Source: an optimization exercise on an open RTL-to-GDS flow (aim: small area). Production flows keep margins and buffers that such runs may drop.
Only simulation tests tie the RTL to the original design; equivalence was not proved.

===== flow/run.sh =====
#!/bin/bash
# synth_recipe.tcl (not shown) runs the flow's synth.tcl, then flattens the netlist and writes it again
# the make line also repeats each setting of config.mk as NAME=value (left out here)
make -C /OpenROAD-flow-scripts/flow DESIGN_CONFIG=/design/flow/config.mk WORK_HOME=/design/flow/orfs CLKGATE_MAP_FILE= SYNTH_SCRIPT=/design/flow/synth_recipe.tcl finish

===== flow/config.mk =====
export PLATFORM = sky130hd
export DESIGN_NAME = top
export DESIGN_NICKNAME = top
export VERILOG_FILES = /design/flow/design.v
export SDC_FILE = /design/flow/constraint.sdc
export NUM_CORES = 4
export LEC_CHECK = 0
export CAP_MARGIN = 20
export CORE_MARGIN = 2
export CORE_UTILIZATION = 40
export SLEW_MARGIN = 20

===== flow/constraint.sdc =====
create_clock -name core_clock -period 10.0 [get_ports {clk}]
set_input_delay 2.0000 -clock core_clock [delete_from_list [all_inputs] [get_ports {clk}]]
set_output_delay 2.0000 -clock core_clock [all_outputs]
set_load 0.01 [all_outputs]

===== flow/design.v =====
module controller(
    input  wire               clk,
    input  wire               reset,
    input  wire               first_block,
    input  wire               last_block,
    output wire               output_enable,
    output wire               busy,
    output wire               inner_busy,
	output wire               first_block_core
);
reg  [1:0]         state;
reg  [1:0]         next_state;
reg  [6:0]         counter1;
reg  [7:0]         counter2;
parameter s0=2'b00; 
parameter s1=2'b01; 
parameter s2=2'b10;  
assign busy              =    (state==s0)? 0 : 1;
assign output_enable     =    (counter2>=8'd134 && counter2<8'd198)? 1 : 0;
assign inner_busy        =    (state==s2)? 1 : 0;
assign first_block_core  =    (counter1==7'd67)? 1 : 0;
always @(posedge clk)
begin
    if(reset==1'b1)
        state<=s0;
    else
        state<=next_state;
end
always @(*)
begin
    case (state)
      s0:
        if(first_block==1)
            next_state=s1;
        else
            next_state=s0;
      s1:
        if(counter1==7'd66)
            next_state=s2;
        else
            next_state=s1;
      s2:
        if(counter2==8'd133)
            next_state=s0;
        else
            next_state=s2; 
        default: 
            next_state=s0;
    endcase
end
always @ (posedge clk)
begin
    if(reset==1'b1)
        counter1<=7'd0;
    else
        if(state==s1)
            counter1<=counter1+1;
        else
            counter1<=7'd0; 
end
always @ (posedge clk)
begin
    if(reset==1'b1)
        counter2<=8'd0;
    else
        if(counter2==8'd198)
            counter2<=8'd0;
        else
            if(counter2!=8'd0 || last_block==1'b1)
                counter2<=counter2+1;
            else
                counter2<=8'd0;
end
endmodule
module hash_core(
        input   wire           clk,
        input   wire           reset,
        input   wire [31:0]    Wt,
        input   wire           inner_busy,
        input   wire           first_block_core,
        input   wire           output_enable,
        output  reg [3:0]      digest,
        output  reg            output_valid
                );
        wire [2:0] cmd;   
        reg  [31:0] A,B,C,D,E,F,G,H;
        reg  [31:0] H0,H1,H2,H3,H4,H5,H6,H7;
        reg  [6:0] round;
        wire [6:0] round_plus_1;
        reg [5:0] read_counter;
        reg [31:0] Kt;
        reg [1:0] mux_control; 
        wire [31:0] mux1,mux2;
        reg [31:0] M,L; 
        wire [31:0] M_w;
        wire [31:0] f1_EFG_32,f2_ABC_32,f3_A_32,f4_E_32,T1_32,T2_32;
        wire [31:0] next_E,next_A;
        wire [255:0] SHA256_result;
        assign f1_EFG_32 = (E & F) ^ (~E & G);   
        assign f2_ABC_32 = (A & B) ^ (B & C) ^ (A & C);   
        assign f3_A_32 = {A[1:0],A[31:2]} ^ {A[12:0],A[31:13]} ^ {A[21:0],A[31:22]};   
        assign f4_E_32 = {E[5:0],E[31:6]} ^ {E[10:0],E[31:11]} ^ {E[24:0],E[31:25]};   
        assign mux2 = mux_control[0] ? G[31:0] : H[31:0];
        assign mux1 = mux_control[1] ? C[31:0] : D[31:0];
        assign M_w = mux2 + Kt + Wt;
        assign T1_32 = f4_E_32 + f1_EFG_32 + M;
        assign T2_32 = f3_A_32 + f2_ABC_32;
        assign next_E = mux1 + T1_32;
        assign next_A = L + T2_32;
        assign SHA256_result = {A,B,C,D,E,F,G,H};
        assign cmd = {output_enable,inner_busy,first_block_core};
        assign round_plus_1 = (cmd[1]==1) ? (round + 1) : round;
        always @(posedge clk)
        begin
                if (reset == 1'b1 || (cmd[1] == 1'b0 && cmd[2] == 1'b0) )
                begin
                        round <= 'd0;
                        mux_control <= 2'b0;
                        M <= 32'b0;
                        L <= 32'b0;
                        A <= 32'b0;
                        B <= 32'b0;
                        C <= 32'b0;
                        D <= 32'b0;
                        E <= 32'b0;
                        F <= 32'b0;
                        G <= 32'b0;
                        H <= 32'b0;
                        H0 <= 32'b0;
                        H1 <= 32'b0;
                        H2 <= 32'b0;
                        H3 <= 32'b0;
                        H4 <= 32'b0;
                        H5 <= 32'b0;
                        H6 <= 32'b0;
                        H7 <= 32'b0;
                end
                else
                        if(cmd[2] == 1'b1)
                        begin
                                A <= A;
                                B <= B;
                                C <= C; 
                                D <= D;
                                E <= E;
                                F <= F;
                                G <= G;
                                H <= H;
                                H0 <= H0;
                                H1 <= H1;
                                H2 <= H2;
                                H3 <= H3;
                                H4 <= H4;
                                H5 <= H5;
                                H6 <= H6;
                                H7 <= H7;
                                round <= 'd0; 
                                mux_control <= 2'b0;
                                M <= 32'b0;
                                L <= 32'b0;                                                                                              
                        end
                        else
                        begin
                                case (round)
                                'd0:
                                        begin            
                                                if(cmd[0]==1'b1)  
                                                begin
                                                        A <= 32'h6a09e667;
                                                        B <= 32'hbb67ae85;
                                                        C <= 32'h3c6ef372;
                                                        D <= 32'ha54ff53a;
                                                        E <= 32'h510e527f;
                                                        F <= 32'h9b05688c;
                                                        G <= 32'h1f83d9ab;
                                                        H <= 32'h5be0cd19;
                                                        H0 <= 32'h6a09e667;
                                                        H1 <= 32'hbb67ae85;
                                                        H2 <= 32'h3c6ef372;
                                                        H3 <= 32'ha54ff53a;
                                                        H4 <= 32'h510e527f;
                                                        H5 <= 32'h9b05688c;
                                                        H6 <= 32'h1f83d9ab;
                                                        H7 <= 32'h5be0cd19;
                                                        round <=round_plus_1;
                                                        mux_control[1:0] <= 2'b0;
                                                        M <= 'b0;
                                                        L <= 'b0;
                                                end
                                                else    
                                                begin
                                                        A <= A;
                                                        B <= B;
                                                        C <= C; 
                                                        D <= D;
                                                        E <= E;
                                                        F <= F;
                                                        G <= G;
                                                        H <= H;
                                                        H0 <= A;
                                                        H1 <= B;
                                                        H2 <= C;
                                                        H3 <= D;
                                                        H4 <= E;
                                                        H5 <= F;
                                                        H6 <= G;
                                                        H7 <= H;
                                                        round <=round_plus_1;
                                                        mux_control[1:0] <= 2'b0;
                                                        M <= 'b0;
                                                        L <= 'b0;
                                                end
                                        end
                                'd1:
                                        begin
                                                L <= T1_32;
                                                M <= M_w;
                                                round <= round_plus_1;
                                                mux_control[1:0] <= 2'b01;
                                        end
                                'd2:
                                        begin
                                                H <= G;
                                                G <= F;
                                                F <= E;
                                                E <= next_E;
                                                L <= T1_32;
                                                M <= M_w;
                                                round <= round_plus_1;
                                                mux_control[1:0] <= 2'b11;
                                        end
                                'd3,
                                'd4,
                                'd5,
                                'd6,
                                'd7,
                                'd8,
                                'd9,
                                'd10,
                                'd11,
                                'd12,
                                'd13,
                                'd14,
                                'd15,
                                'd16,
                                'd17,
                                'd18,
                                'd19,
                                'd20,
                                'd21,
                                'd22,
                                'd23,
                                'd24,
                                'd25,
                                'd26,
                                'd27,
                                'd28,
                                'd29,
                                'd30,
                                'd31,
                                'd32,
                                'd33,
                                'd34,
                                'd35,
                                'd36,
                                'd37,
                                'd38,
                                'd39,
                                'd40,
                                'd41,
                                'd42,
                                'd43,
                                'd44,
                                'd45,
                                'd46,
                                'd47,
                                'd48,
                                'd49,
                                'd50,
                                'd51,
                                'd52,
                                'd53,
                                'd54,
                                'd55,
                                'd56,
                                'd57,
                                'd58,
                                'd59,
                                'd60,
                                'd61,
                                'd62,
                                'd63,
                                'd64:
                                        begin
                                                H <= G;
                                                G <= F;
                                                F <= E;
                                                E <= next_E;
                                                D <= C;
                                                C <= B;
                                                B <= A;
                                                A <= next_A;
                                                L <= T1_32;
                                                M <= M_w;
                                                round <= round_plus_1;
                                        end
                                'd65:
                                        begin
                                                H <= G + H7;
                                                G <= F + H6;
                                                F <= E + H5;
                                                E <= next_E + H4;
                                                D <= C;
                                                C <= B;
                                                B <= A;
                                                A <= next_A;
                                                L <= T1_32;
                                                M <= M_w;
                                                round <= round_plus_1;
                                        end
                                'd66:
                                        begin
                                                D <= C + H3;
                                                C <= B + H2;
                                                B <= A + H1;
                                                A <= next_A + H0;
                                                L <= T1_32;
                                                M <= M_w;
                                                round <= 0;
                                        end   
                                default:
                                        begin
                                                A <= 'b0;
                                                B <= 'b0;
                                                C <= 'b0;
                                                D <= 'b0;
                                                E <= 'b0;
                                                F <= 'b0;
                                                G <= 'b0;
                                                H <= 'b0;
                                                H0 <= 'b0;
                                                H1 <= 'b0;
                                                H2 <= 'b0;
                                                H3 <= 'b0;
                                                H4 <= 'b0;
                                                H5 <= 'b0;
                                                H6 <= 'b0;
                                                H7 <= 'b0;
                                                round <= 'd0;
                                                mux_control <= 2'b00;
                                                M <= 'b0;
                                                L <= 'b0;
                                        end
                                endcase
                        end     
        end 
        always @ (posedge clk)
        begin
                if (reset)
                begin
                        Kt <= 'b0;
                end
                else
                begin
                if(cmd[1]==1'b1)
                begin
                        case (round)
                                'd00:   Kt <= 32'h428a2f98;
                                'd01:   Kt <= 32'h71374491;
                                'd02:   Kt <= 32'hb5c0fbcf;
                                'd03:   Kt <= 32'he9b5dba5;
                                'd04:   Kt <= 32'h3956c25b;
                                'd05:   Kt <= 32'h59f111f1;
                                'd06:   Kt <= 32'h923f82a4;
                                'd07:   Kt <= 32'hab1c5ed5;
                                'd08:   Kt <= 32'hd807aa98;
                                'd09:   Kt <= 32'h12835b01;
                                'd10:   Kt <= 32'h243185be;
                                'd11:   Kt <= 32'h550c7dc3;
                                'd12:   Kt <= 32'h72be5d74;
                                'd13:   Kt <= 32'h80deb1fe;
                                'd14:   Kt <= 32'h9bdc06a7;
                                'd15:   Kt <= 32'hc19bf174;
                                'd16:   Kt <= 32'he49b69c1;
                                'd17:   Kt <= 32'hefbe4786;
                                'd18:   Kt <= 32'h0fc19dc6;
                                'd19:   Kt <= 32'h240ca1cc;
                                'd20:   Kt <= 32'h2de92c6f;
                                'd21:   Kt <= 32'h4a7484aa;
                                'd22:   Kt <= 32'h5cb0a9dc;
                                'd23:   Kt <= 32'h76f988da;
                                'd24:   Kt <= 32'h983e5152;
                                'd25:   Kt <= 32'ha831c66d;
                                'd26:   Kt <= 32'hb00327c8;
                                'd27:   Kt <= 32'hbf597fc7;
                                'd28:   Kt <= 32'hc6e00bf3;
                                'd29:   Kt <= 32'hd5a79147;
                                'd30:   Kt <= 32'h06ca6351;
                                'd31:   Kt <= 32'h14292967;
                                'd32:   Kt <= 32'h27b70a85;
                                'd33:   Kt <= 32'h2e1b2138;
                                'd34:   Kt <= 32'h4d2c6dfc;
                                'd35:   Kt <= 32'h53380d13;
                                'd36:   Kt <= 32'h650a7354;
                                'd37:   Kt <= 32'h766a0abb;
                                'd38:   Kt <= 32'h81c2c92e;
                                'd39:   Kt <= 32'h92722c85;
                                'd40:   Kt <= 32'ha2bfe8a1;
                                'd41:   Kt <= 32'ha81a664b;
                                'd42:   Kt <= 32'hc24b8b70;
                                'd43:   Kt <= 32'hc76c51a3;
                                'd44:   Kt <= 32'hd192e819;
                                'd45:   Kt <= 32'hd6990624;
                                'd46:   Kt <= 32'hf40e3585;
                                'd47:   Kt <= 32'h106aa070;
                                'd48:   Kt <= 32'h19a4c116;
                                'd49:   Kt <= 32'h1e376c08;
                                'd50:   Kt <= 32'h2748774c;
                                'd51:   Kt <= 32'h34b0bcb5;
                                'd52:   Kt <= 32'h391c0cb3;
                                'd53:   Kt <= 32'h4ed8aa4a;
                                'd54:   Kt <= 32'h5b9cca4f;
                                'd55:   Kt <= 32'h682e6ff3;
                                'd56:   Kt <= 32'h748f82ee;
                                'd57:   Kt <= 32'h78a5636f;
                                'd58:   Kt <= 32'h84c87814;
                                'd59:   Kt <= 32'h8cc70208;
                                'd60:   Kt <= 32'h90befffa;
                                'd61:   Kt <= 32'ha4506ceb;
                                'd62:   Kt <= 32'hbef9a3f7;
                                'd63:   Kt <= 32'hc67178f2;
                                default:Kt <= 'd0;
                        endcase
                end
                else
                begin
                        Kt <= 'd0;
                end
                end
        end
        always @ (posedge clk)
        begin
                if (reset)
                begin
                        digest <= 'b0;
                        read_counter <= 'd63;
                        output_valid <= 1'b0;
                end
                else
                begin
                        if (cmd[2])
                        begin
                                output_valid <= 1'b1;
                                case (read_counter)
                                        'd63:    digest <= SHA256_result[64*4-1:63*4];
                                        'd62:    digest <= SHA256_result[63*4-1:62*4];
                                        'd61:    digest <= SHA256_result[62*4-1:61*4];
                                        'd60:    digest <= SHA256_result[61*4-1:60*4];
                                        'd59:    digest <= SHA256_result[60*4-1:59*4];
                                        'd58:    digest <= SHA256_result[59*4-1:58*4];
                                        'd57:    digest <= SHA256_result[58*4-1:57*4];
                                        'd56:    digest <= SHA256_result[57*4-1:56*4];
                                        'd55:    digest <= SHA256_result[56*4-1:55*4];
                                        'd54:    digest <= SHA256_result[55*4-1:54*4];
                                        'd53:    digest <= SHA256_result[54*4-1:53*4];
                                        'd52:    digest <= SHA256_result[53*4-1:52*4];
                                        'd51:    digest <= SHA256_result[52*4-1:51*4];
                                        'd50:    digest <= SHA256_result[51*4-1:50*4];
                                        'd49:    digest <= SHA256_result[50*4-1:49*4];
                                        'd48:    digest <= SHA256_result[49*4-1:48*4];
                                        'd47:    digest <= SHA256_result[48*4-1:47*4];
                                        'd46:    digest <= SHA256_result[47*4-1:46*4];
                                        'd45:    digest <= SHA256_result[46*4-1:45*4];
                                        'd44:    digest <= SHA256_result[45*4-1:44*4];
                                        'd43:    digest <= SHA256_result[44*4-1:43*4];
                                        'd42:    digest <= SHA256_result[43*4-1:42*4];
                                        'd41:    digest <= SHA256_result[42*4-1:41*4];
                                        'd40:    digest <= SHA256_result[41*4-1:40*4];
                                        'd39:    digest <= SHA256_result[40*4-1:39*4];
                                        'd38:    digest <= SHA256_result[39*4-1:38*4];
                                        'd37:    digest <= SHA256_result[38*4-1:37*4];
                                        'd36:    digest <= SHA256_result[37*4-1:36*4];
                                        'd35:    digest <= SHA256_result[36*4-1:35*4];
                                        'd34:    digest <= SHA256_result[35*4-1:34*4];
                                        'd33:    digest <= SHA256_result[34*4-1:33*4];
                                        'd32:    digest <= SHA256_result[33*4-1:32*4];
                                        'd31:    digest <= SHA256_result[32*4-1:31*4];
                                        'd30:    digest <= SHA256_result[31*4-1:30*4];
                                        'd29:    digest <= SHA256_result[30*4-1:29*4];
                                        'd28:    digest <= SHA256_result[29*4-1:28*4];
                                        'd27:    digest <= SHA256_result[28*4-1:27*4];
                                        'd26:    digest <= SHA256_result[27*4-1:26*4];
                                        'd25:    digest <= SHA256_result[26*4-1:25*4];
                                        'd24:    digest <= SHA256_result[25*4-1:24*4];
                                        'd23:    digest <= SHA256_result[24*4-1:23*4];
                                        'd22:    digest <= SHA256_result[23*4-1:22*4];
                                        'd21:    digest <= SHA256_result[22*4-1:21*4];
                                        'd20:    digest <= SHA256_result[21*4-1:20*4];
                                        'd19:    digest <= SHA256_result[20*4-1:19*4]; 
                                        'd18:    digest <= SHA256_result[19*4-1:18*4];
                                        'd17:    digest <= SHA256_result[18*4-1:17*4];
                                        'd16:    digest <= SHA256_result[17*4-1:16*4];
                                        'd15:    digest <= SHA256_result[16*4-1:15*4];
                                        'd14:    digest <= SHA256_result[15*4-1:14*4];
                                        'd13:    digest <= SHA256_result[14*4-1:13*4];
                                        'd12:    digest <= SHA256_result[13*4-1:12*4];
                                        'd11:    digest <= SHA256_result[12*4-1:11*4];
                                        'd10:    digest <= SHA256_result[11*4-1:10*4];
                                        'd9:    digest <= SHA256_result[10*4-1:9*4];
                                        'd8:    digest <= SHA256_result[9*4-1:8*4];
                                        'd7:    digest <= SHA256_result[8*4-1:7*4];
                                        'd6:    digest <= SHA256_result[7*4-1:6*4];
                                        'd5:    digest <= SHA256_result[6*4-1:5*4];
                                        'd4:    digest <= SHA256_result[5*4-1:4*4];
                                        'd3:    digest <= SHA256_result[4*4-1:3*4];
                                        'd2:    digest <= SHA256_result[3*4-1:2*4];
                                        'd1:    digest <= SHA256_result[2*4-1:1*4];
                                        'd0:    digest <= SHA256_result[1*4-1:0*4];
                                        default:digest <= 'b0;
                                endcase
                                if (read_counter != 'd0)
                                        read_counter <= read_counter - 'd1;
                                else
                                        read_counter <= 'd63;
                        end
                        else
                        begin
                                digest <= 'b0;
                                read_counter <= 'd63;
                                output_valid <= 1'b0;
                        end
                end
        end
endmodule
module message_schedule(
    input  wire            clk,
    input  wire            reset,
    input  wire [7:0]      data,
    input  wire            write_enable,
    input  wire            inner_busy,
    output reg  [31:0]     Wt
);
wire [31:0]     logic_result;
wire [31:0]     sigma0;
wire [31:0]     sigma1;   
reg  [31:0]     R1,R2,R3,R4,R5,R6,R7,R8,R9,R10,R11,R12,R13,R14,R15; 
reg  [31:0]     buffer [0:15]; 
reg  [6 :0]     counter1,counter2;
assign sigma0 = {R14[6:0],R14[31:7]} ^ {R14[17:0],R14[31:18]} ^ {3'b000,R14[31:3]};
assign sigma1 = {R1[16:0],R1[31:17]} ^ {R1[18:0],R1[31:19]} ^ {10'b00_0000_0000,R1[31:10]};
assign logic_result = R15 + sigma0 + R6 + sigma1; 
always @ (posedge clk)
begin
    if(reset==1'b1)
        begin
            buffer[0]<=32'b0;
            buffer[1]<=32'b0;
            buffer[2]<=32'b0;
            buffer[3]<=32'b0;
            buffer[4]<=32'b0;
            buffer[5]<=32'b0;
            buffer[6]<=32'b0;
            buffer[7]<=32'b0;
            buffer[8]<=32'b0;
            buffer[9]<=32'b0;
            buffer[10]<=32'b0;
            buffer[11]<=32'b0;
            buffer[12]<=32'b0;
            buffer[13]<=32'b0;
            buffer[14]<=32'b0;
            buffer[15]<=32'b0;
        end
    else
        if(write_enable==1'b0)
            begin
                buffer[0]<=buffer[0];
                buffer[1]<=buffer[1];
                buffer[2]<=buffer[2];
                buffer[3]<=buffer[3];
                buffer[4]<=buffer[4];
                buffer[5]<=buffer[5];
                buffer[6]<=buffer[6];
                buffer[7]<=buffer[7];
                buffer[8]<=buffer[8];
                buffer[9]<=buffer[9];
                buffer[10]<=buffer[10];
                buffer[11]<=buffer[11];
                buffer[12]<=buffer[12];
                buffer[13]<=buffer[13];
                buffer[14]<=buffer[14];
                buffer[15]<=buffer[15];     
            end
        else
            case(counter1)
                7'd0,
                7'd1,
                7'd2,
                7'd3:
                    begin
                        buffer[0]<=(buffer[0]<<8)+data;
                        buffer[1]<=buffer[1];
                        buffer[2]<=buffer[2];
                        buffer[3]<=buffer[3];
                        buffer[4]<=buffer[4];
                        buffer[5]<=buffer[5];
                        buffer[6]<=buffer[6];
                        buffer[7]<=buffer[7];
                        buffer[8]<=buffer[8];
                        buffer[9]<=buffer[9];
                        buffer[10]<=buffer[10];
                        buffer[11]<=buffer[11];
                        buffer[12]<=buffer[12];
                        buffer[13]<=buffer[13];
                        buffer[14]<=buffer[14];
                        buffer[15]<=buffer[15];
                    end
                7'd4,
                7'd5,
                7'd6,
                7'd7:
                    begin
                        buffer[0]<=buffer[0];
                        buffer[1]<=(buffer[1]<<8)+data;
                        buffer[2]<=buffer[2];
                        buffer[3]<=buffer[3];
                        buffer[4]<=buffer[4];
                        buffer[5]<=buffer[5];
                        buffer[6]<=buffer[6];
                        buffer[7]<=buffer[7];
                        buffer[8]<=buffer[8];
                        buffer[9]<=buffer[9];
                        buffer[10]<=buffer[10];
                        buffer[11]<=buffer[11];
                        buffer[12]<=buffer[12];
                        buffer[13]<=buffer[13];
                        buffer[14]<=buffer[14];
                        buffer[15]<=buffer[15];
                    end
                7'd8,
                7'd9,
                7'd10,
                7'd11:
                    begin
                        buffer[0]<=buffer[0];
                        buffer[1]<=buffer[1];
                        buffer[2]<=(buffer[2]<<8)+data;
                        buffer[3]<=buffer[3];
                        buffer[4]<=buffer[4];
                        buffer[5]<=buffer[5];
                        buffer[6]<=buffer[6];
                        buffer[7]<=buffer[7];
                        buffer[8]<=buffer[8];
                        buffer[9]<=buffer[9];
                        buffer[10]<=buffer[10];
                        buffer[11]<=buffer[11];
                        buffer[12]<=buffer[12];
                        buffer[13]<=buffer[13];
                        buffer[14]<=buffer[14];
                        buffer[15]<=buffer[15];
                    end
                7'd12,
                7'd13,
                7'd14,
                7'd15:
                    begin
                        buffer[0]<=buffer[0];
                        buffer[1]<=buffer[1];
                        buffer[2]<=buffer[2];
                        buffer[3]<=(buffer[3]<<8)+data;
                        buffer[4]<=buffer[4];
                        buffer[5]<=buffer[5];
                        buffer[6]<=buffer[6];
                        buffer[7]<=buffer[7];
                        buffer[8]<=buffer[8];
                        buffer[9]<=buffer[9];
                        buffer[10]<=buffer[10];
                        buffer[11]<=buffer[11];
                        buffer[12]<=buffer[12];
                        buffer[13]<=buffer[13];
                        buffer[14]<=buffer[14];
                        buffer[15]<=buffer[15];
                    end
                7'd16,
                7'd17,
                7'd18,
                7'd19:
                    begin
                        buffer[0]<=buffer[0];
                        buffer[1]<=buffer[1];
                        buffer[2]<=buffer[2];
                        buffer[3]<=buffer[3];
                        buffer[4]<=(buffer[4]<<8)+data;
                        buffer[5]<=buffer[5];
                        buffer[6]<=buffer[6];
                        buffer[7]<=buffer[7];
                        buffer[8]<=buffer[8];
                        buffer[9]<=buffer[9];
                        buffer[10]<=buffer[10];
                        buffer[11]<=buffer[11];
                        buffer[12]<=buffer[12];
                        buffer[13]<=buffer[13];
                        buffer[14]<=buffer[14];
                        buffer[15]<=buffer[15];
                    end
                7'd20,
                7'd21,
                7'd22,
                7'd23:
                    begin
                        buffer[0]<=buffer[0];
                        buffer[1]<=buffer[1];
                        buffer[2]<=buffer[2];
                        buffer[3]<=buffer[3];
                        buffer[4]<=buffer[4];
                        buffer[5]<=(buffer[5]<<8)+data;
                        buffer[6]<=buffer[6];
                        buffer[7]<=buffer[7];
                        buffer[8]<=buffer[8];
                        buffer[9]<=buffer[9];
                        buffer[10]<=buffer[10];
                        buffer[11]<=buffer[11];
                        buffer[12]<=buffer[12];
                        buffer[13]<=buffer[13];
                        buffer[14]<=buffer[14];
                        buffer[15]<=buffer[15];
                    end
                7'd24,
                7'd25,
                7'd26,
                7'd27:
                    begin
                        buffer[0]<=buffer[0];
                        buffer[1]<=buffer[1];
                        buffer[2]<=buffer[2];
                        buffer[3]<=buffer[3];
                        buffer[4]<=buffer[4];
                        buffer[5]<=buffer[5];
                        buffer[6]<=(buffer[6]<<8)+data;
                        buffer[7]<=buffer[7];
                        buffer[8]<=buffer[8];
                        buffer[9]<=buffer[9];
                        buffer[10]<=buffer[10];
                        buffer[11]<=buffer[11];
                        buffer[12]<=buffer[12];
                        buffer[13]<=buffer[13];
                        buffer[14]<=buffer[14];
                        buffer[15]<=buffer[15];
                    end
                7'd28,
                7'd29,
                7'd30,
                7'd31:
                    begin
                        buffer[0]<=buffer[0];
                        buffer[1]<=buffer[1];
                        buffer[2]<=buffer[2];
                        buffer[3]<=buffer[3];
                        buffer[4]<=buffer[4];
                        buffer[5]<=buffer[5];
                        buffer[6]<=buffer[6];
                        buffer[7]<=(buffer[7]<<8)+data;
                        buffer[8]<=buffer[8];
                        buffer[9]<=buffer[9];
                        buffer[10]<=buffer[10];
                        buffer[11]<=buffer[11];
                        buffer[12]<=buffer[12];
                        buffer[13]<=buffer[13];
                        buffer[14]<=buffer[14];
                        buffer[15]<=buffer[15];
                    end
                7'd32,
                7'd33,
                7'd34,
                7'd35:
                    begin
                        buffer[0]<=buffer[0];
                        buffer[1]<=buffer[1];
                        buffer[2]<=buffer[2];
                        buffer[3]<=buffer[3];
                        buffer[4]<=buffer[4];
                        buffer[5]<=buffer[5];
                        buffer[6]<=buffer[6];
                        buffer[7]<=buffer[7];
                        buffer[8]<=(buffer[8]<<8)+data;
                        buffer[9]<=buffer[9];
                        buffer[10]<=buffer[10];
                        buffer[11]<=buffer[11];
                        buffer[12]<=buffer[12];
                        buffer[13]<=buffer[13];
                        buffer[14]<=buffer[14];
                        buffer[15]<=buffer[15];
                    end
                7'd36,
                7'd37,
                7'd38,
                7'd39:
                    begin
                        buffer[0]<=buffer[0];
                        buffer[1]<=buffer[1];
                        buffer[2]<=buffer[2];
                        buffer[3]<=buffer[3];
                        buffer[4]<=buffer[4];
                        buffer[5]<=buffer[5];
                        buffer[6]<=buffer[6];
                        buffer[7]<=buffer[7];
                        buffer[8]<=buffer[8];
                        buffer[9]<=(buffer[9]<<8)+data;
                        buffer[10]<=buffer[10];
                        buffer[11]<=buffer[11];
                        buffer[12]<=buffer[12];
                        buffer[13]<=buffer[13];
                        buffer[14]<=buffer[14];
                        buffer[15]<=buffer[15];
                    end
                7'd40,
                7'd41,
                7'd42,
                7'd43:
                    begin
                        buffer[0]<=buffer[0];
                        buffer[1]<=buffer[1];
                        buffer[2]<=buffer[2];
                        buffer[3]<=buffer[3];
                        buffer[4]<=buffer[4];
                        buffer[5]<=buffer[5];
                        buffer[6]<=buffer[6];
                        buffer[7]<=buffer[7];
                        buffer[8]<=buffer[8];
                        buffer[9]<=buffer[9];
                        buffer[10]<=(buffer[10]<<8)+data;
                        buffer[11]<=buffer[11];
                        buffer[12]<=buffer[12];
                        buffer[13]<=buffer[13];
                        buffer[14]<=buffer[14];
                        buffer[15]<=buffer[15];
                    end
                7'd44,
                7'd45,
                7'd46,
                7'd47:
                    begin
                        buffer[0]<=buffer[0];
                        buffer[1]<=buffer[1];
                        buffer[2]<=buffer[2];
                        buffer[3]<=buffer[3];
                        buffer[4]<=buffer[4];
                        buffer[5]<=buffer[5];
                        buffer[6]<=buffer[6];
                        buffer[7]<=buffer[7];
                        buffer[8]<=buffer[8];
                        buffer[9]<=buffer[9];
                        buffer[10]<=buffer[10];
                        buffer[11]<=(buffer[11]<<8)+data;
                        buffer[12]<=buffer[12];
                        buffer[13]<=buffer[13];
                        buffer[14]<=buffer[14];
                        buffer[15]<=buffer[15];
                    end
                7'd48,
                7'd49,
                7'd50,
                7'd51:
                    begin
                        buffer[0]<=buffer[0];
                        buffer[1]<=buffer[1];
                        buffer[2]<=buffer[2];
                        buffer[3]<=buffer[3];
                        buffer[4]<=buffer[4];
                        buffer[5]<=buffer[5];
                        buffer[6]<=buffer[6];
                        buffer[7]<=buffer[7];
                        buffer[8]<=buffer[8];
                        buffer[9]<=buffer[9];
                        buffer[10]<=buffer[10];
                        buffer[11]<=buffer[11];
                        buffer[12]<=(buffer[12]<<8)+data;
                        buffer[13]<=buffer[13];
                        buffer[14]<=buffer[14];
                        buffer[15]<=buffer[15];
                    end
                7'd52,
                7'd53,
                7'd54,
                7'd55:
                    begin
                        buffer[0]<=buffer[0];
                        buffer[1]<=buffer[1];
                        buffer[2]<=buffer[2];
                        buffer[3]<=buffer[3];
                        buffer[4]<=buffer[4];
                        buffer[5]<=buffer[5];
                        buffer[6]<=buffer[6];
                        buffer[7]<=buffer[7];
                        buffer[8]<=buffer[8];
                        buffer[9]<=buffer[9];
                        buffer[10]<=buffer[10];
                        buffer[11]<=buffer[11];
                        buffer[12]<=buffer[12];
                        buffer[13]<=(buffer[13]<<8)+data;
                        buffer[14]<=buffer[14];
                        buffer[15]<=buffer[15];
                    end
                7'd56,
                7'd57,
                7'd58,
                7'd59:
                    begin
                        buffer[0]<=buffer[0];
                        buffer[1]<=buffer[1];
                        buffer[2]<=buffer[2];
                        buffer[3]<=buffer[3];
                        buffer[4]<=buffer[4];
                        buffer[5]<=buffer[5];
                        buffer[6]<=buffer[6];
                        buffer[7]<=buffer[7];
                        buffer[8]<=buffer[8];
                        buffer[9]<=buffer[9];
                        buffer[10]<=buffer[10];
                        buffer[11]<=buffer[11];
                        buffer[12]<=buffer[12];
                        buffer[13]<=buffer[13];
                        buffer[14]<=(buffer[14]<<8)+data;
                        buffer[15]<=buffer[15];
                    end
                7'd60,
                7'd61,
                7'd62,
                7'd63:
                    begin
                        buffer[0]<=buffer[0];
                        buffer[1]<=buffer[1];
                        buffer[2]<=buffer[2];
                        buffer[3]<=buffer[3];
                        buffer[4]<=buffer[4];
                        buffer[5]<=buffer[5];
                        buffer[6]<=buffer[6];
                        buffer[7]<=buffer[7];
                        buffer[8]<=buffer[8];
                        buffer[9]<=buffer[9];
                        buffer[10]<=buffer[10];
                        buffer[11]<=buffer[11];
                        buffer[12]<=buffer[12];
                        buffer[13]<=buffer[13];
                        buffer[14]<=buffer[14];
                        buffer[15]<=(buffer[15]<<8)+data;
                    end
                default:
                    begin
                        buffer[0]<=buffer[0];
                        buffer[1]<=buffer[1];
                        buffer[2]<=buffer[2];
                        buffer[3]<=buffer[3];
                        buffer[4]<=buffer[4];
                        buffer[5]<=buffer[5];
                        buffer[6]<=buffer[6];
                        buffer[7]<=buffer[7];
                        buffer[8]<=buffer[8];
                        buffer[9]<=buffer[9];
                        buffer[10]<=buffer[10];
                        buffer[11]<=buffer[11];
                        buffer[12]<=buffer[12];
                        buffer[13]<=buffer[13];
                        buffer[14]<=buffer[14];
                        buffer[15]<=buffer[15]; 
                    end
                endcase                
end
always @ (posedge clk)
begin
    if(reset==1'b1 || write_enable==1'b0)
        counter1<=7'd0;
    else
        counter1<=counter1+1'd1;
end
always @ (posedge clk)
begin
    if(reset==1'b1 || counter2 == 7'd64 || counter2 == 7'd65 || counter2 == 7'd66)
        begin
            R1<=32'b0;
            R2<=32'b0;
            R3<=32'b0;
            R4<=32'b0;
            R5<=32'b0;
            R6<=32'b0;
            R7<=32'b0;
            R8<=32'b0;
            R9<=32'b0;
            R10<=32'b0;
            R11<=32'b0;
            R12<=32'b0;
            R13<=32'b0;
            R14<=32'b0;
            R15<=32'b0;
        end
    else
        if(inner_busy==1'b1)
            begin
                R1<=Wt;
                R2<=R1;
                R3<=R2;
                R4<=R3;
                R5<=R4;
                R6<=R5;
                R7<=R6;
                R8<=R7;
                R9<=R8;
                R10<=R9;
                R11<=R10;
                R12<=R11;
                R13<=R12;
                R14<=R13;
                R15<=R14;
            end
        else
            begin
                R1<=32'b0;
                R2<=32'b0;
                R3<=32'b0;
                R4<=32'b0;
                R5<=32'b0;
                R6<=32'b0;
                R7<=32'b0;
                R8<=32'b0;
                R9<=32'b0;
                R10<=32'b0;
                R11<=32'b0;
                R12<=32'b0;
                R13<=32'b0;
                R14<=32'b0;
                R15<=32'b0;
            end    
end
always @ (posedge clk)
begin
    if(reset==1'b1 || counter2 == 7'd64 || counter2 == 7'd65 || counter2 == 7'd66)
        Wt<=32'd0;
    else
        if(inner_busy==1'b1)
            if(counter2>=7'd16)
                Wt<=logic_result;
            else
                case (counter2)
                    7'd0:Wt<=buffer[0];
                    7'd1:Wt<=buffer[1];
                    7'd2:Wt<=buffer[2];
                    7'd3:Wt<=buffer[3];
                    7'd4:Wt<=buffer[4];
                    7'd5:Wt<=buffer[5];
                    7'd6:Wt<=buffer[6];
                    7'd7:Wt<=buffer[7];
                    7'd8:Wt<=buffer[8];
                    7'd9:Wt<=buffer[9];
                    7'd10:Wt<=buffer[10];
                    7'd11:Wt<=buffer[11];
                    7'd12:Wt<=buffer[12];
                    7'd13:Wt<=buffer[13];
                    7'd14:Wt<=buffer[14];
                    7'd15:Wt<=buffer[15];                     
                    default: Wt<=32'b0;
                endcase 
        else
            Wt<=32'b0;
end
always @ (posedge clk)
begin
    if(reset==1'b1 || counter2==7'd66)
        counter2<=7'd0;
    else
        if(inner_busy==1'b1)
            counter2<=counter2+1;
        else
            counter2<=7'd0;
end
endmodule
module top(
    input  wire                clk,
    input  wire                reset,
    input  wire [7:0]          data,
    input  wire                write_enable,
    input  wire                last_block,
    input  wire                first_block,
    output wire                busy,
    output wire [3:0]          digest,
    output wire                output_valid           
);
wire [31:0]           Wt;
wire                  inner_busy; 
wire                  first_block_core; 
wire                  output_enable;
message_schedule our_message_schedule(
    .clk(clk),
    .reset(reset),
    .data(data),
    .write_enable(write_enable),
    .inner_busy(inner_busy),
    .Wt(Wt)
);
hash_core our_hash_core(
    .clk(clk),
    .reset(reset),
    .Wt(Wt),
    .inner_busy(inner_busy),
    .first_block_core(first_block_core),
    .output_enable(output_enable),
    .digest(digest),
    .output_valid(output_valid)
);
controller our_controller(
    .clk(clk),
    .reset(reset),
    .first_block(first_block),
    .last_block(last_block),
    .output_enable(output_enable),
    .busy(busy),
    .inner_busy(inner_busy),
    .first_block_core(first_block_core)
);
endmodule

Figure 1. Congestion heat map.
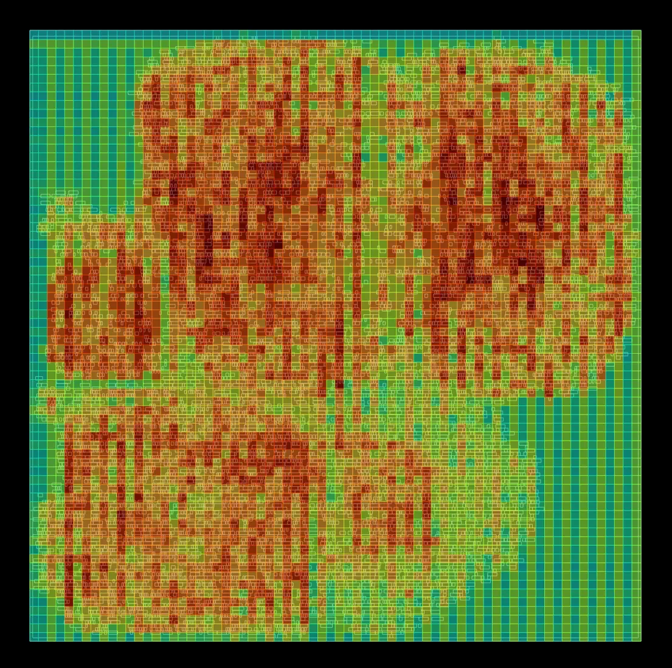
global route hottest layer: met2
grt met3 use: 0.0619

Figure 2. Routed metal per tile.
24 x 24 tiles, from dark blue (low) to red (high), scaled to the fullest tile. Values are wire area over tile area, all layers added.
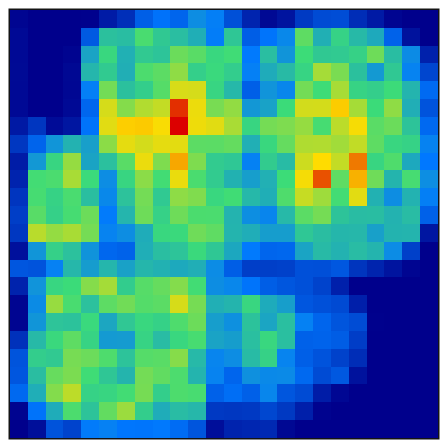
The fullest tile reaches 0.78. 14% of the tiles are nearly empty. The densest ninth of the die: top middle. The mean over all tiles is 0.27.
routed len/inst: 26.1 um
routed wire length: 368000 um
total track usage: 0.302
via count: 85234

Figure 3. Nets reached from selected ports.
Drawn at 1 px/um.
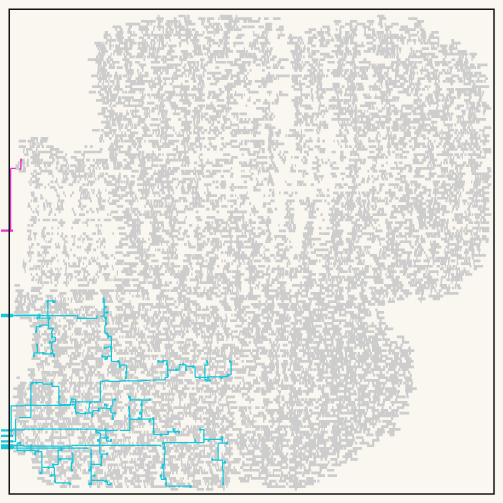
Key: magenta = first_block [bits 1, direction input, end cells 1, buffers 1, wire 78.9 um]; cyan = data [bits 8, direction input, end cells 128, buffers 8, wire 2100 um]
IO Port Bufs: 18
io pins: 19

==> flow_summary_export.csv <==
group,metric,value,unit
critical_path,crit_cells,33,
synth,ys_top_cells_by_area,"dfxtp_1 (37%), a21oi_1 (7.5%), nand2_1 (6.9%)",
placed_design,place_hpwl,251000,um
detailed_routing,drc_errors,0,
synth,syn_area_per_cell,8.14,um2
cells_and_area,multi_input_area,54200,um2
placed_design,dp_slack,1.65,ns
cells_and_area,buf_share,0.0208,
global_route,antenna_found_initial,24,
global_route,met2_usage,0.456,
cells_and_area,area_growth,10.4,%
timing,finalMaxSlewViolations,0,
critical_path,path_delay_family,"compound AO/OA/AOI/OAI gates",
synth,synth_commonest_cells,"nand2_1 (1689), dfxtp_1 (1683), a21oi_1 (1374)",
cells_and_area,largest_register,"our_message_schedule.buffer",
cts,cts_buffer_depth,3,
cells_and_area,seq_share,0.332,
synth,synthArstFlopShare,0,
cts,ctsResizeCount,0,
critical_path,cp.arrival,9.26,ns
floorplanning,die_h,483,um
critical_path,slowest_stage,"dfxtp_1",
timing,period_share,0.852,
cts,cts_tree,"done",
run_status,run_status,"finished clean",
hold_path,min_path_cells,1,
timing,holdWs,0.377,ns
cells_and_area,largest_register_ffs,512,
critical_path,worstRegToRegCells,33,
placed_design,placed_cell_area,94900,um2
timing,final.min_clock_period,8.52,ns
cts,numCtsBuffers,186,
synth,synth_nets,11915,
cells_and_area,nClkBuffers,253,
synth,synth_top_area_frac,0.367,
synth,synth_cells,11298,
cts,clk_latency,0.91,ns
Figure 4. Gate families picked out.
Drawn at 1.5 px/um.
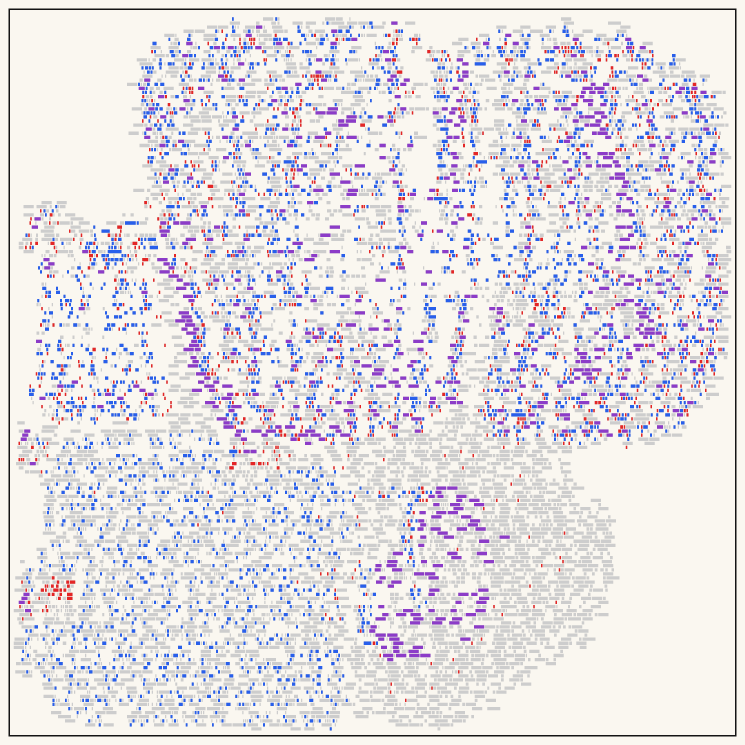
Key: red = NOR gates [cells 1160]; blue = inverting AOI/OAI gates [cells 2816, where all over the die]; purple = adder and majority cells [cells 635, where all over the die]
Non-Filler Instances: 14123
most common cell after layout, fill and taps aside: nand2_1
fraction of area in multi-input gates: 0.534

Figure 5. Hierarchy map of the flops.
Drawn at 1 px/um. Other cells in gray.
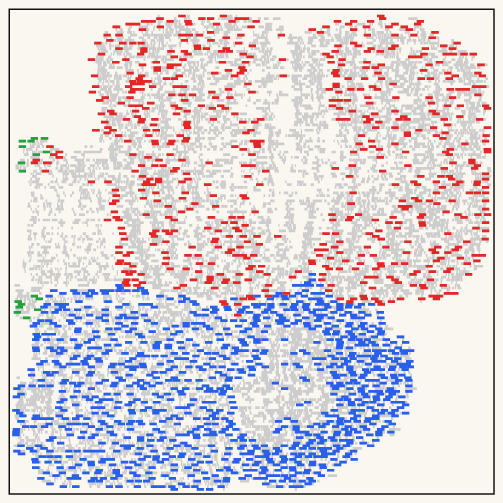
Key: green = our_controller [placed flops 17]; blue = our_message_schedule [placed flops 1038]; red = our_hash_core [placed flops 628]
overall die area: 234000 um2
fin util: 0.445

[worst paths after layout]
path / from / end / slack [ns]
setup / recovery: our_hash_core.E[15]$_SDFFE_PP0P_ / our_hash_core.E[30]$_SDFFE_PP0P_ / 1.48
hold / removal: our_message_schedule.R2[22]$_SDFF_PP0_ / our_message_schedule.R3[22]$_SDFF_PP0_ / 0.38
setup reg to reg: our_hash_core.E[15]$_SDFFE_PP0P_ / our_hash_core.E[30]$_SDFFE_PP0P_ / 1.48
hold reg to reg: our_message_schedule.R2[22]$_SDFF_PP0_ / our_message_schedule.R3[22]$_SDFF_PP0_ / 0.38
[logic make-up (layout without fill, tap and decap cells)]
group | after synthesis | count (layout) | share of synthesized area
simple gates | 3884 | 3884 | 0.190
compound gates | 3236 | 3236 | 0.224
flops | 1683 | 1683 | 0.367
buf+inv | 1126 | 935 | 0.0469
fa+ha+maj | 635 | 635 | 0.0992
xor+xnor | 603 | 603 | 0.0579
mux | 131 | 131 | 0.0154
other cells | 0 | 7 | 0

## re-timing with driven ports
The results above use ideal ports. As a check the final layout listed here was re-extracted and re-timed, cells and wires unchanged. Step 1: set_driving_cell puts a clkbuf_16 on clk and a buf_2 on each other input, an assumption about the parent block. Step 2 moves the port delays by t, midway between the first and last clock arrival at a register: inputs arrive t later, outputs are due t later. That takes back most of the time a late clock gives input paths. Three values: ideal ports, drivers, drivers and shift; two values: the first two.
shift t [ns]: 0.964
setup WS [ns]: 1.476 / 1.476 / 1.476
worst register clock-pin slew, ns: 0.07 / 0.07
After both steps this run still meets setup and hold. For this run, drivers alone change the setup slack by 0.000 ns; drivers and shift together by 0.000 ns.
